This design comes from an exercise in tuning for small area, a short achievable clock period and few clock cycles per item on the open sky130 flow, not from production work. Only simulation tests tie the RTL to the original design; equivalence was not proved. Not every run is shown, and edits may drop behaviour that the tests do not exercise.

### config.mk
export PLATFORM = sky130hd
export DESIGN_NAME = geofence
export DESIGN_NICKNAME = geofence
export VERILOG_FILES = /design/flow/design.v
export SDC_FILE = /design/flow/constraint.sdc
export NUM_CORES = 4
export LEC_CHECK = 0
export CAP_MARGIN = 40
export CORE_MARGIN = 2
export CORE_UTILIZATION = 40
export SLEW_MARGIN = 40
### constraint.sdc
create_clock -name core_clock -period 32.0 [get_ports {clk}]
set_input_delay 6.4000 -clock core_clock [delete_from_list [all_inputs] [get_ports {clk}]]
set_output_delay 6.4000 -clock core_clock [all_outputs]
set_load 0.01 [all_outputs]
### run.sh
#!/bin/bash
# synth_recipe.tcl (not shown) runs the flow's synth.tcl, then flattens the netlist and writes it again
# the make line also repeats each setting of config.mk as NAME=value (left out here)
make -C /OpenROAD-flow-scripts/flow DESIGN_CONFIG=/design/flow/config.mk WORK_HOME=/design/flow/orfs CLKGATE_MAP_FILE= SYNTH_SCRIPT=/design/flow/synth_recipe.tcl finish
### design.v
module DW_sqrt (a, root);
parameter width   = 20;
parameter tc_mode = 0;
input  [width-1:0]       a;
output [(width+1)/2-1:0] root;
localparam RW = (width + 1) / 2;
reg [RW-1:0]  r;
reg [2*RW-1:0] rem;
reg [2*RW-1:0] trial;
reg [2*RW-1:0] aa;
integer k;
always @(*) begin
    aa  = a;
    r   = {RW{1'b0}};
    rem = {2*RW{1'b0}};
    for (k = RW - 1; k >= 0; k = k - 1) begin
        rem   = {rem[2*RW-3:0], aa[2*k+1], aa[2*k]};
        trial = {{RW{1'b0}}, r} << 2 | {{2*RW-1{1'b0}}, 1'b1};
        if (rem >= trial) begin
            rem = rem - trial;
            r   = {r[RW-2:0], 1'b1};
        end else begin
            r   = {r[RW-2:0], 1'b0};
        end
    end
end
assign root = r;
endmodule
module geofence (clk, reset, X, Y, R, valid, is_inside);
input clk;
input reset;
input [9:0] X;
input [9:0] Y;
input [10:0] R;
output reg valid;
output is_inside;
parameter ST_INIT   = 3'b000,
          ST_READ   = 3'b001,
          ST_SORT   = 3'b010,
          ST_FAREA  = 3'b011,
          ST_CALSIDE= 3'b100,
          ST_OAREA  = 3'b101,
          ST_OUTPUT = 3'b110;
reg [2:0] curr_state, next_state;
reg signed [10:0] x_in [0:6];
reg signed [10:0] y_in [0:6];
reg [10:0] r_in [0:6];
reg [3:0] counter;               
reg [2:0] s_idx;
reg [2:0] o_idx;
reg [9:0] sidelen [0:6];
reg signed [10:0] x_vec [0:4];    
reg signed [10:0] y_vec [0:4];
wire signed [20:0] mul_out1;       
wire signed [20:0] mul_out2;       
reg signed [11:0] mul1, mul2, mul3, mul4;
reg signed [24:0] fence_area;
reg [24:0]  obj_area;
reg [19:0] sqrt_in;
wire [9:0] sqrt_out;
reg [10:0] temp1, temp2;
reg sort, read;
reg [11:0] s;            
wire sort_done;
assign mul_out1 = mul1 * mul2;
assign mul_out2 = mul3 * mul4;
assign sort_done = (s_idx == 3'h4);
assign is_inside = ((fence_area >> 1) >= obj_area);
DW_sqrt #(20,0) Sqrt(.a(sqrt_in), .root(sqrt_out));
always @(*) begin
    case (curr_state)
        ST_INIT: next_state = (!reset) ? ST_READ : ST_INIT;
        ST_READ: next_state = (counter == 4'h5) ? ST_SORT : ST_READ;
        ST_SORT: next_state = (sort_done) ? ST_FAREA : ST_SORT;
        ST_FAREA: next_state = (counter == 4'h5) ? ST_CALSIDE : ST_FAREA;
        ST_CALSIDE: next_state = (counter == 4'h5) ? ST_OAREA : ST_CALSIDE;
        ST_OAREA: next_state = (counter == 4'h6) ? ST_OUTPUT : ST_OAREA;
        ST_OUTPUT: next_state = ST_READ;
        default: next_state = ST_INIT;
    endcase
end
always @(posedge clk or posedge reset) begin
    if (reset)
        curr_state  <= ST_INIT;
    else
        curr_state  <= next_state;
end
always @(*) begin
    case(curr_state)
        ST_INIT: begin
            valid = 1'b0; sort = 1'b0;
            read = (!reset) ? 1'b1 : 1'b0;
        end
        ST_READ: begin
            read = 1'b1; valid = 1'b0; sort = 1'b0;
        end
        ST_SORT: begin
            read = 1'b0; valid = 1'b0; sort = 1'b1;
        end
        ST_FAREA: begin
            read = 1'b0; valid = 1'b0; sort = 1'b0;
        end
        ST_CALSIDE: begin
            read = 1'b0; valid = 1'b0; sort = 1'b0;
        end
        ST_OAREA: begin
            read = 1'b0; valid = 1'b0; sort = 1'b0;
        end
        ST_OUTPUT: begin
            read = 1'b0; valid = 1'b1; sort = 1'b0;
        end
        default: begin
            read = 1'b0; valid = 1'b0; sort = 1'b0;
        end
    endcase
end
always @(posedge clk or posedge reset) begin
    if (reset) begin
        counter     <= 4'h0;
        o_idx       <= 0;
    end
    else begin
        case (curr_state)
            ST_INIT: begin
                counter     <= (reset) ? 4'h0 : counter + 4'b1;
            end
            ST_READ: begin
                counter     <= counter + 4'b1;
            end
            ST_SORT: begin
                counter     <= 4'h0;
            end
            ST_FAREA: begin
                counter     <= (counter == 4'h5) ? 4'h0 : (counter + 4'b1);
            end
            ST_CALSIDE: begin
                counter     <= (counter == 4'h5) ? 4'h0 : (counter + 4'b1);
            end
            ST_OAREA: begin
                counter     <= (o_idx == 3'h3) ? (counter + 4'b1) : counter;
                o_idx       <= (o_idx == 3'h3) ? 3'b0 : (o_idx + 3'b1);
            end
            ST_OUTPUT: begin
                counter     <= 4'h0;
                o_idx       <= 3'h0;
            end
        endcase
    end
end
always @(posedge clk) begin
    if (read)begin
        x_in[counter]   <= X;
        y_in[counter]   <= Y;
        r_in[counter]   <= R;
    end
    else if (sort) begin
        x_in[6]     <= x_in[0];
        y_in[6]     <= y_in[0];
        r_in[6]     <= r_in[0];
        if (mul_out1 < mul_out2 ) begin
            s_idx                  <= 3'b0;
            x_in[s_idx + 3'h1]     <= x_in[s_idx + 3'h2];
            y_in[s_idx + 3'h1]     <= y_in[s_idx + 3'h2];
            r_in[s_idx + 3'h1]     <= r_in[s_idx + 3'h2];
            x_in[s_idx + 3'h2]     <= x_in[s_idx + 3'h1];
            y_in[s_idx + 3'h2]     <= y_in[s_idx + 3'h1];
            r_in[s_idx + 3'h2]     <= r_in[s_idx + 3'h1];
        end
        else begin
            s_idx   <= s_idx + 3'b1;
        end
    end
    else begin
        s_idx   <= 3'b0;
    end
end
always @(posedge clk)begin
    case(curr_state)
        ST_READ: begin
            fence_area  <= 0;
            obj_area    <= 0;
        end
        ST_FAREA: begin
            fence_area  <= fence_area + (mul_out1 - mul_out2);    
        end
        ST_CALSIDE: begin
            sidelen[counter]    <= sqrt_out;
            sidelen[6]          <= sidelen[0];
        end
        ST_OAREA: begin
            case (o_idx) 
                3'h0: begin
                    temp1   <= sqrt_out;
                end
                3'h1: begin
                    temp2   <= sqrt_out;
                end
                3'h2: begin
                    obj_area    <= obj_area + mul_out1;
                end
            endcase
        end
    endcase
end
always @(*) begin
    case (curr_state)
        ST_SORT: begin
           case(s_idx)
               3'h0: begin
                   mul1 = x_vec[0]; mul2 = y_vec[1];
                   mul3 = x_vec[1]; mul4 = y_vec[0];
               end
               3'h1: begin
                   mul1 = x_vec[1]; mul2 = y_vec[2];
                   mul3 = x_vec[2]; mul4 = y_vec[1];
               end
               3'h2: begin
                   mul1 = x_vec[2]; mul2 = y_vec[3];
                   mul3 = x_vec[3]; mul4 = y_vec[2];
               end
               3'h3: begin
                   mul1 = x_vec[3]; mul2 = y_vec[4];
                   mul3 = x_vec[4]; mul4 = y_vec[3];
               end
               default: begin
                   mul1 = 0; mul2 = 0; mul3 = 0; mul4 = 0;
               end
           endcase
        end
        ST_FAREA: begin
           case(counter)
               4'h0: begin
                   mul1 = x_in[0]; mul2 = y_in[1];
                   mul3 = x_in[1]; mul4 = y_in[0];
               end
               4'h1: begin
                   mul1 = x_in[1]; mul2 = y_in[2];
                   mul3 = x_in[2]; mul4 = y_in[1];
               end
               4'h2: begin
                   mul1 = x_in[2]; mul2 = y_in[3];
                   mul3 = x_in[3]; mul4 = y_in[2];
               end
               4'h3: begin
                   mul1 = x_in[3]; mul2 = y_in[4];
                   mul3 = x_in[4]; mul4 = y_in[3];
               end
               4'h4: begin
                   mul1 = x_in[4]; mul2 = y_in[5];
                   mul3 = x_in[5]; mul4 = y_in[4];
               end
               4'h5: begin
                   mul1 = x_in[5]; mul2 = y_in[0];
                   mul3 = x_in[0]; mul4 = y_in[5];
               end
               default: begin
                   mul1 = 0; mul2 = 0; mul3 = 0; mul4 = 0;
               end
           endcase
        end
        ST_CALSIDE: begin
            case (counter)
                4'h0: begin
                    mul1 = (x_in[0] - x_in[1]); mul2 = (x_in[0] - x_in[1]);
                    mul3 = (y_in[0] - y_in[1]); mul4 = (y_in[0] - y_in[1]);
                end
                4'h1: begin
                    mul1 = (x_in[1] - x_in[2]); mul2 = (x_in[1] - x_in[2]);
                    mul3 = (y_in[1] - y_in[2]); mul4 = (y_in[1] - y_in[2]);
                end
                4'h2: begin
                    mul1 = (x_in[2] - x_in[3]); mul2 = (x_in[2] - x_in[3]);
                    mul3 = (y_in[2] - y_in[3]); mul4 = (y_in[2] - y_in[3]);
                end
                4'h3: begin
                    mul1 = (x_in[3] - x_in[4]); mul2 = (x_in[3] - x_in[4]);
                    mul3 = (y_in[3] - y_in[4]); mul4 = (y_in[3] - y_in[4]);
                end
                4'h4: begin
                    mul1 = (x_in[4] - x_in[5]); mul2 = (x_in[4] - x_in[5]);
                    mul3 = (y_in[4] - y_in[5]); mul4 = (y_in[4] - y_in[5]);
                end
                4'h5: begin
                    mul1 = (x_in[5] - x_in[0]); mul2 = (x_in[5] - x_in[0]);
                    mul3 = (y_in[5] - y_in[0]); mul4 = (y_in[5] - y_in[0]);
                end
                default: begin
                    mul1 = 0; mul2 = 0; mul3 = 0; mul4 = 0;
                end
            endcase
        end
        ST_OAREA: begin
            case (o_idx)
                3'h0: begin
                    mul1 = s;
                    mul2 = (s > sidelen[counter]) ? (s - sidelen[counter]) : (sidelen[counter] - s);
                    mul3 = 0; mul4 = 0;
                end
                3'h1: begin
                    mul1 = 0; mul2 = 0;
                    mul3 = (s > r_in[counter]) ? (s - r_in[counter]) : (r_in[counter] - s);
                    mul4 = (s > r_in[counter + 1]) ? (s - r_in[counter + 1]) : (r_in[counter + 1] - s);
                end
                3'h2: begin
                    mul1 = temp1;
                    mul2 = temp2;
                    mul3 = 0; mul4 = 0;
                end
                default: begin
                    mul1 = 0; mul2 = 0; mul3 = 0; mul4 = 0;
                end
            endcase
        end
        default: begin
            mul1 = 0; mul2 = 0; mul3 = 0; mul4 = 0;
        end
    endcase
end
always@(*) begin
    case (counter)
        4'h0: s = (sidelen[0] + r_in[0] + r_in[1]) >> 1;
        4'h1: s = (sidelen[1] + r_in[1] + r_in[2]) >> 1;
        4'h2: s = (sidelen[2] + r_in[2] + r_in[3]) >> 1;
        4'h3: s = (sidelen[3] + r_in[3] + r_in[4]) >> 1;
        4'h4: s = (sidelen[4] + r_in[4] + r_in[5]) >> 1;
        4'h5: s = (sidelen[5] + r_in[5] + r_in[0]) >> 1;
        default: s = 0;
    endcase
end
always @(*) begin
    case (curr_state)
        ST_CALSIDE: begin
            sqrt_in = mul_out1[19:0] + mul_out2[19:0];
        end
        ST_OAREA: begin
            case (o_idx)
                3'h0: sqrt_in = mul_out1[19:0];
                3'h1: sqrt_in = mul_out2[19:0];
                default: sqrt_in = 20'b0;
            endcase
        end
        default: 
            sqrt_in = 20'b0;
    endcase
end
always @(*) begin
    x_vec[0] = x_in[1] - x_in[0]; y_vec[0] = y_in[1] - y_in[0];
    x_vec[1] = x_in[2] - x_in[0]; y_vec[1] = y_in[2] - y_in[0];
    x_vec[2] = x_in[3] - x_in[0]; y_vec[2] = y_in[3] - y_in[0];
    x_vec[3] = x_in[4] - x_in[0]; y_vec[3] = y_in[4] - y_in[0];
    x_vec[4] = x_in[5] - x_in[0]; y_vec[4] = y_in[5] - y_in[0];
end
endmodule    
==> Flow_metrics.wiki, run 1 <==
{| class="wikitable"
! Metric !! Value
|-
| Horizontal die dimension || 401 um
|-
| Post-CTS Hold Fix Bufs || 0
|-
| CP Launch Point || r_in[1][1]
|-
| Count of mapped cells out of synthesis || about 7000
|-
| Area share of fa/ha/maj cells after synthesis || 0.238
|-
| Met3 global-route usage || 0.0563
|-
| Combined flip-flop and latch cell area || ~13000 sq um
|-
| Number of synthesized register bits || 427
|-
| Setup clock skew after layout || about 0.08 ns
|-
| Antenna violations before repair || 9
|-
| Share of synthesized registers carrying an async set or reset || 0.0234
|-
| Logic depth of the worst register-to-register path || 153
|-
| Vertical die dimension || 401 um
|-
| Type of the tightest min-delay check || register to register
|-
| Biggest area consumer among cell classes || multi-input gates
|-
| Number of failing setup endpoints in the final timing report || 0
|-
| Compound-cell area share of the yosys netlist || 0.231
|-
| WL met2 || 111000 um
|-
| Hold wc startpoint || o_idx[2]
|-
| Effective utilization at floorplan || 0.403
|-
| Drt via density || 6.24
|-
| Average size of a mapped cell || ~8.8 sq um
|-
| Final max-slew violation count || 0
|-
| Wire length on met3 || 24100 um
|-
| Fill count || 15245
|-
| Critical Path Stages || 153
|-
| Startpoint-to-endpoint class of the critical path || register to register
|-
| Share of synthesized cell area in and, or, nand and nor gates || 0.119
|-
| Pin slew with the least headroom to its limit || 0.927 ns
|-
| Count of yosys warnings during synthesis || 4
|-
| Most common cell after layout, fill and taps aside || sky130_fd_sc_hd__inv_1
|-
| Root buf cell || sky130_fd_sc_hd__clkbuf_16
|-
| Post-detailed-route wirelength per cell || 26.8 um
|-
| Final-stage net count || 8233
|-
| Dominant combinational cell family by area after synthesis || adder cells
|-
| Maximum clock insertion buffer count || 3
|-
| Commonest cells after routing, fill and taps aside || sky130_fd_sc_hd__inv_1 (875), sky130_fd_sc_hd__ha_1 (616), sky130_fd_sc_hd__nand2_1 (431)
|-
| Layout overhead on the synthesized area || 10.5%
|-
| Antenna Diode Count || 3
|-
| Biggest regs || r_in x88, x_in x88, y_in x88
|-
| Time the worst path needs with I/O delays and setup || a little over 30 ns
|-
| Fraction of the yosys area taken by sequential cells || 0.202
|-
| Count of buffering cells on the critical path with inverters included || 23
|-
| Clock sink count || 427
|-
| DRT met1 WL || between 100000 and 150000 um
|-
| Part of the cycle the worst path needs || 0.956
|-
| Critical path required time || 32.39 ns
|-
| TritonCTS clock tree || yes
|-
| Via count of the first global-routing pass || 57114
|-
| Global-route wire length before repair || 370000 um
|-
| H-tree depth || 2
|-
| Slowest stage cell, crit path || sky130_fd_sc_hd__or4_4
|-
| Cells on Worst Hold Path || 2
|-
| Non-clock inverter count in the final layout || roughly 900
|-
| Primary flip-flop cell chosen by synthesis mapping || sky130_fd_sc_hd__edfxtp_1
|-
| Endpoint kind of the worst setup timing path || register
|-
| Well tap count || 2058
|-
| Crit Reg-Reg Startpoint || r_in[1][1]
|-
| Overall overflow remaining after global route || 0
|-
| Result of the run || no timing/DRC/antenna violations
|-
| Setup Fix Bufs, Post-CTS || 5
|-
| Global-route usage over all layers || 0.303
|-
| Maximum operating frequency || 32.7 MHz
|-
| MaxCap Viol Count || 0
|-
| Ranking of synthesized cells by instance count || sky130_fd_sc_hd__inv_1 (884), sky130_fd_sc_hd__ha_1 (631), sky130_fd_sc_hd__nand2_1 (451)
|-
| Drt drc || 0
|-
| Number of iterations in the first detailed-routing pass || 9
|-
| Via count || 58160
|-
| Number of endpoints with negative hold slack in the final report || 0
|-
| Pin count of the biggest net entering global routing || 67
|-
| Clock Network Area Fraction || 0.0267
|-
| Most used standard cell by instance count after synthesis || sky130_fd_sc_hd__inv_1
|-
| Final estimated routing congestion in global placement || between 0.9 and 1
|-
| R2R setup slack || 1.41 ns
|-
| Floorplan Core Area || 156000 sq um
|-
| Placed Cells || 9179
|-
| Highest routing layer actually used || met5
|-
| Setup TNS after final layout || 0 ns
|-
| Cell types occupying the most area after synthesis || sky130_fd_sc_hd__edfxtp_1 (20%), sky130_fd_sc_hd__ha_1 (13%), sky130_fd_sc_hd__fa_1 (11%)
|-
| Endpoint of the worst hold-timing path || o_idx[2]
|-
| Worst slew margin relative to its limit || 0.379
|-
| Multi-input gate count || 5510
|}
Testbench counts for the RTL of run 1, summed over its fixed seeds: cycles 23,145, objects 384.
Run 1, wiring heat map:
Drawn at 1 px/um. 20 x 20 tiles, from white (low) to dark blue (high), scaled to the fullest tile. Values are wire area over tile area, all layers added.
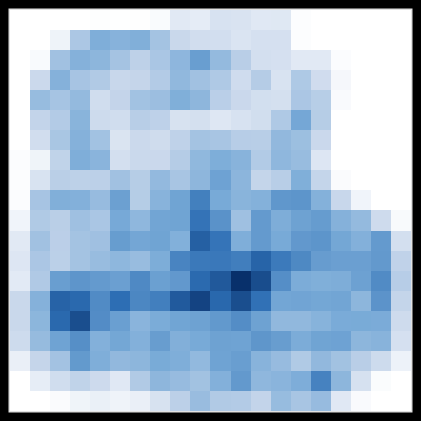
tiles over half the peak	23%
fullest tile	0.78
nearly empty tiles	16%

Run 1, the metal 2 layer:
Drawn at 1 px/um.
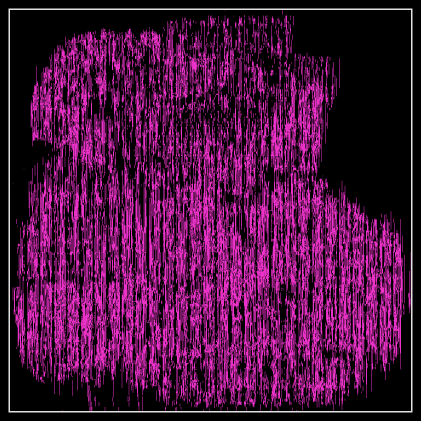
share of all routed wire	45%
longest straight run	134 um
wire length on this layer	111 mm
main direction	vertical
nets with wire on the layer	6937

Run 1, full-chip view from the flow's report step:
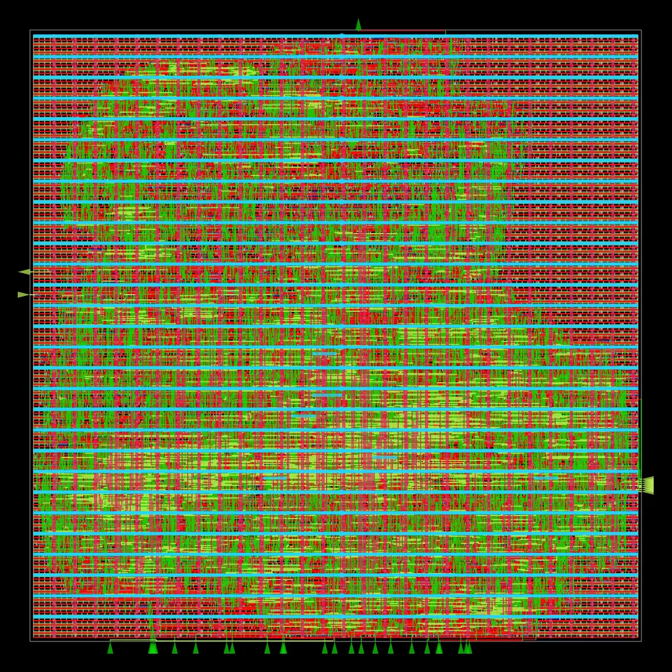
routed wire length: 250000 um
Layout Utilization: 0.446
Final Non-Filler Cells: 9321

Run 1, I/O nets highlighted:
Drawn at 1 px/um.
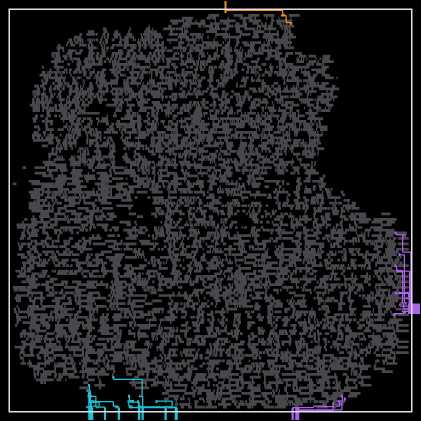

--- run 2: outline of the changes from run 1 ---
design.v: 353 -> 1610 lines; modules unchanged: 0
  geofence: edited, 325 -> 1610 lines
  removed: DW_sqrt
--- a/config.mk
+++ b/config.mk
@@ -6,4 +6,5 @@
 export NUM_CORES = 4
 export LEC_CHECK = 0
+export ABC_AREA = 1
 export CAP_MARGIN = 40
 export CORE_MARGIN = 2
Run 2, I/O nets highlighted:
Drawn at 1 px/um.
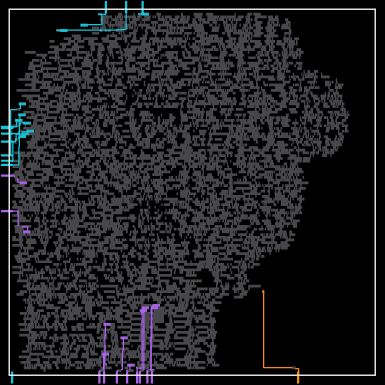
colour	port	bits	direction	edge	end cells	buffers	wire
purple	`Y`	10	input	8 bottom, 2 left	10	10	449 um
orange	`is_inside`	1	output	bottom	1	1	113 um
cyan	`R`	11	input	7 left, 3 top, 1 bottom	10	10	344 um

Run 2, the metal 2 layer:
Drawn at 1 px/um.
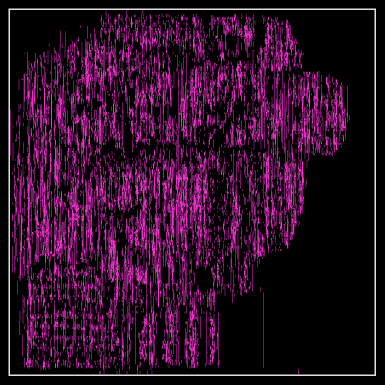
met2 layer usage reported by global route: 0.292
routed wire length: 119000 um
via count: 40019

==> run 2 against run 1 <==
Against the previous run:
- still clean
- critical path type unchanged
- via count fell by 31%
- highest routed layer is now met4
- area after synthesis decreased by 18%
- cell count down 11%
==> Flow_metrics.wiki, run 2 <==
{| class="wikitable"
! Metric !! Value
|-
| Drt via density || 4.83
|-
| Buffers on Ports || 33
|-
| Number of synthesized register bits || between 500 and 600
|-
| Clock Network Area Fraction || 0.0438
|-
| Area share of fa/ha/maj cells after synthesis || 0.275
|-
| Worst flop-to-flop path endpoint || q4_w[6]
|-
| Total non-filler cell area in the finished layout || between 50000 and 60000 sq um
|-
| Final estimated routing congestion in global placement || 0.899
|-
| Cell type with the largest total area after synthesis || sky130_fd_sc_hd__dfxtp_1
|-
| Number of iterations in the first detailed-routing pass || 6
|-
| Critical-path maximum fanout || 19
|-
| Effective utilization at floorplan || 0.402
|-
| Multiplexer fraction of the synthesized cell area || 0.00520
|-
| Element type at the critical path start || register
|-
| Cells on Worst Hold Path || 0
|-
| Final-stage net count || 7435
|-
| Result of the run || no timing/DRC/antenna violations
|-
| Fill count || 12854
|-
| Final Non-Filler Cells || 8280
|-
| Fraction of synthesized cell area in xor and xnor cells || 0.0629
|-
| Global Route met1 Usage || 0.254
|-
| CP Capture Point || q4_w[6]
|-
| Cell types occupying the most area after synthesis || sky130_fd_sc_hd__dfxtp_1 (14%), sky130_fd_sc_hd__fa_1 (14%), sky130_fd_sc_hd__ha_1 (13%)
|-
| Drt drc || 0
|-
| Worst hold slack || 0.314 ns
|-
| Post-route ant nets || 0
|-
| Number of flops mapped to enable cells by yosys || 220
|-
| Cell class contributing the biggest share of worst-path delay || compound AO/OA/AOI/OAI gates
|-
| MaxCap Viol Count || 0
|-
| DIE AREA || approximately 130000 sq um
|-
| R2R setup slack || 21.75 ns
|-
| Worst slew margin relative to its limit || 0.431
|-
| Setup Fix Bufs, Post-CTS || 0
|-
| Overall overflow remaining after global route || 0
|-
| Primary flip-flop cell chosen by synthesis mapping || sky130_fd_sc_hd__dfxtp_1
|-
| Part of the cycle the worst path needs || 0.320
|-
| Fraction of the yosys area taken by sequential cells || 0.272
|-
| Time the worst path needs with I/O delays and setup || 10.25 ns
|-
| Area of the multi-input gates || 32400 sq um
|-
| Share of synthesized cell area in and, or, nand and nor gates || 0.167
|-
| Pin count of the biggest net entering global routing || slightly below 70
|-
| Crit Reg-Reg Startpoint || q2_root[2]
|-
| Maximum clock insertion buffer count || 3
|-
| Critical Path Stages || 47
|-
| Violation count after the first detailed-routing iteration || 2480
|-
| CP Launch Point || q2_root[2]
|-
| Critical path required time || 32.51 ns
|-
| Vertical die dimension || 365 um
|-
| Most common cell after layout, fill and taps aside || sky130_fd_sc_hd__nand2_1
|-
| Multi-input gate share of the layout cell area || 0.573
|-
| Wire length on met3 || around 5700 um
|-
| Number of buffers inserted during clock tree synthesis || 70
|-
| Later-pin clock latency in the skew report || roughly 0.65 ns
|-
| Number of failing setup endpoints in the final timing report || 0
|-
| Biggest regs || sr x60, sx x60, sy x60
|-
| Post-placement worst setup slack || ~22 ns
|-
| Clock slew at reported path FFs || 0.06 ns
|-
| Endpoint kind of the worst setup timing path || register
|-
| Compound-cell area share of the yosys netlist || 0.112
|-
| Final max-slew violation count || 0
|-
| Seq/total area || 0.250
|-
| H-tree depth || 3
|-
| Most used standard cell by instance count after synthesis || sky130_fd_sc_hd__nand2_1
|-
| Number of flip-flops and latches || just under 600
|-
| Pin slew with the least headroom to its limit || 0.852 ns
|-
| Type of the tightest min-delay check || register to register
|-
| Bufs w/o clock || 55
|-
| Horizontal die dimension || 365 um
|-
| Number of endpoints with negative hold slack in the final report || 0
|-
| Global route hottest layer || met2
|-
| Antenna violations before repair || 1
|-
| Placed Cells || approximately 8100
|-
| Highest routing layer actually used || met4
|-
| Standard cell area after detailed placement || 54100 sq um
|-
| Root buf cell || sky130_fd_sc_hd__clkbuf_16
|-
| Ranking of synthesized cells by instance count || sky130_fd_sc_hd__nand2_1 (1315), sky130_fd_sc_hd__inv_1 (1257), sky130_fd_sc_hd__ha_1 (552)
|-
| Detail Placement HPWL || 93500 um
|-
| I/O pin count || 35
|-
| Post-detailed-route wirelength per cell || 14.4 um
|-
| Floorplan Core Area || 129000 sq um
|-
| DRT met1 WL || 57800 um
|-
| Count of mapped cells out of synthesis || 6507
|-
| Layout buffering overhead excluding clock cells || 0.00897
|-
| Commonest cells after routing, fill and taps aside || sky130_fd_sc_hd__nand2_1 (1311), sky130_fd_sc_hd__inv_1 (1255), sky130_fd_sc_hd__ha_1 (552)
|-
| Fraction of post-synthesis cell area in the top cell type by area || 0.142
|-
| Antenna Diode Count || 0
|-
| Global-route usage over all layers || 0.182
|-
| Met3 global-route usage || 0.0259
|-
| # clk buffers || 91
|-
| Biggest area consumer among cell classes || multi-input gates
|-
| Post-synthesis cell type count || 81
|-
| Hold wc startpoint || py[5]
|-
| Number of gates given a new drive strength after cts || 0
|-
| Setup repair after global routing missed its margin || no
|-
| Clock sink count || slightly below 600
|-
| Site Rows || 132
|-
| Dominant combinational cell family by area after synthesis || adder cells
|-
| Final worst setup slack || ~22 ns
|-
| Setup clock skew after layout || 0.0274 ns
|-
| Critical path's largest stage delay || 0.60 ns
|-
| Non-clock inverter count in the final layout || approximately 1300
|-
| Combined flip-flop and latch cell area || 14200 sq um
|-
| Maximum operating frequency || around 100 MHz
|-
| Share of synthesized registers carrying an async set or reset || 0.0101
|-
| Share of post-route cells with drive strength above 1 || 0.0465
|-
| Global-route wire length before repair || 198000 um
|-
| Post-CTS Hold Fix Bufs || 0
|-
| Synth Cell Area || 52000 sq um
|-
| Layout Utilization || 0.438
|-
| WL met2 || 52900 um
|-
| Multi-input gate count || 4466
|-
| Endpoint of the worst hold-timing path || ny[5]
|-
| Critical path arrival || 10.76 ns
|-
| Startpoint-to-endpoint class of the critical path || register to register
|-
| Logic depth of the worst register-to-register path || 47
|-
| Average size of a mapped cell || 7.99 sq um
|-
| Via count of the first global-routing pass || about 39000
|-
| Cell seen most often among critical-path stages || sky130_fd_sc_hd__nand2_1
|-
| Slowest stage cell, crit path || sky130_fd_sc_hd__and2_1
|-
| TritonCTS clock tree || yes
|-
| Setup TNS after final layout || 0 ns
|-
| Well tap count || 1742
|-
| Layout overhead on the synthesized area || 8.86%
|-
| Count of buffering cells on the critical path with inverters included || 6
|-
| Count of yosys warnings during synthesis || 5
|}
Testbench counts for the RTL of run 2, summed over its fixed seeds: cycles 8,448, objects 384.
Run 2, cell area per tile:
Drawn at 1 px/um. 36 x 36 tiles, from white (low) to dark blue (high), 0 to 100% covered.
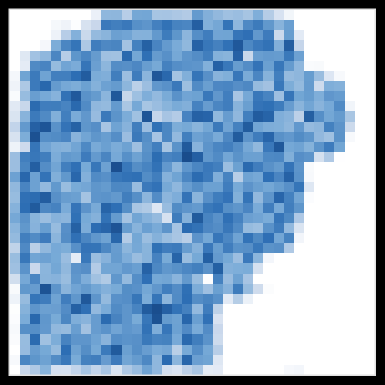
nearly empty tiles	24%
tiles over 75% full	5.8%
mean over tiles	41%
emptiest ninth of the die	bottom right
fullest tile	89%

-- port drivers added, routing unchanged --
The flow's constraints put no driver on any port. The routed layouts listed below were extracted and timed again, unchanged, in two steps. Step 1 sets driving cells, clkbuf_16 on the clock port and buf_2 on the other inputs (assumed; they add their load-dependent delay and slew). Step 2 adds t to the input delays and takes it off the output delays; t is the mean of the earliest and latest rising clock arrival at the registers after step 1. Input paths then give back, and output paths get back, about the clock's delay inside the block. Three values: ideal ports, drivers, drivers and shift; two values: the first two.
run | shift t [ns] | setup slack, ns | worst setup path after step 2 | worst register clock-pin slew, ns | worst data-port slew with drivers (ns)
run 1 | 0.760 | 1.411 / 1.411 / 1.411 | register to register | 0.07 / 0.07 | 0.07
run 2 | 0.704 | 21.753 / 21.753 / 21.753 | register to register | 0.07 / 0.07 | 0.08
After both steps setup and hold are still met in every run listed.
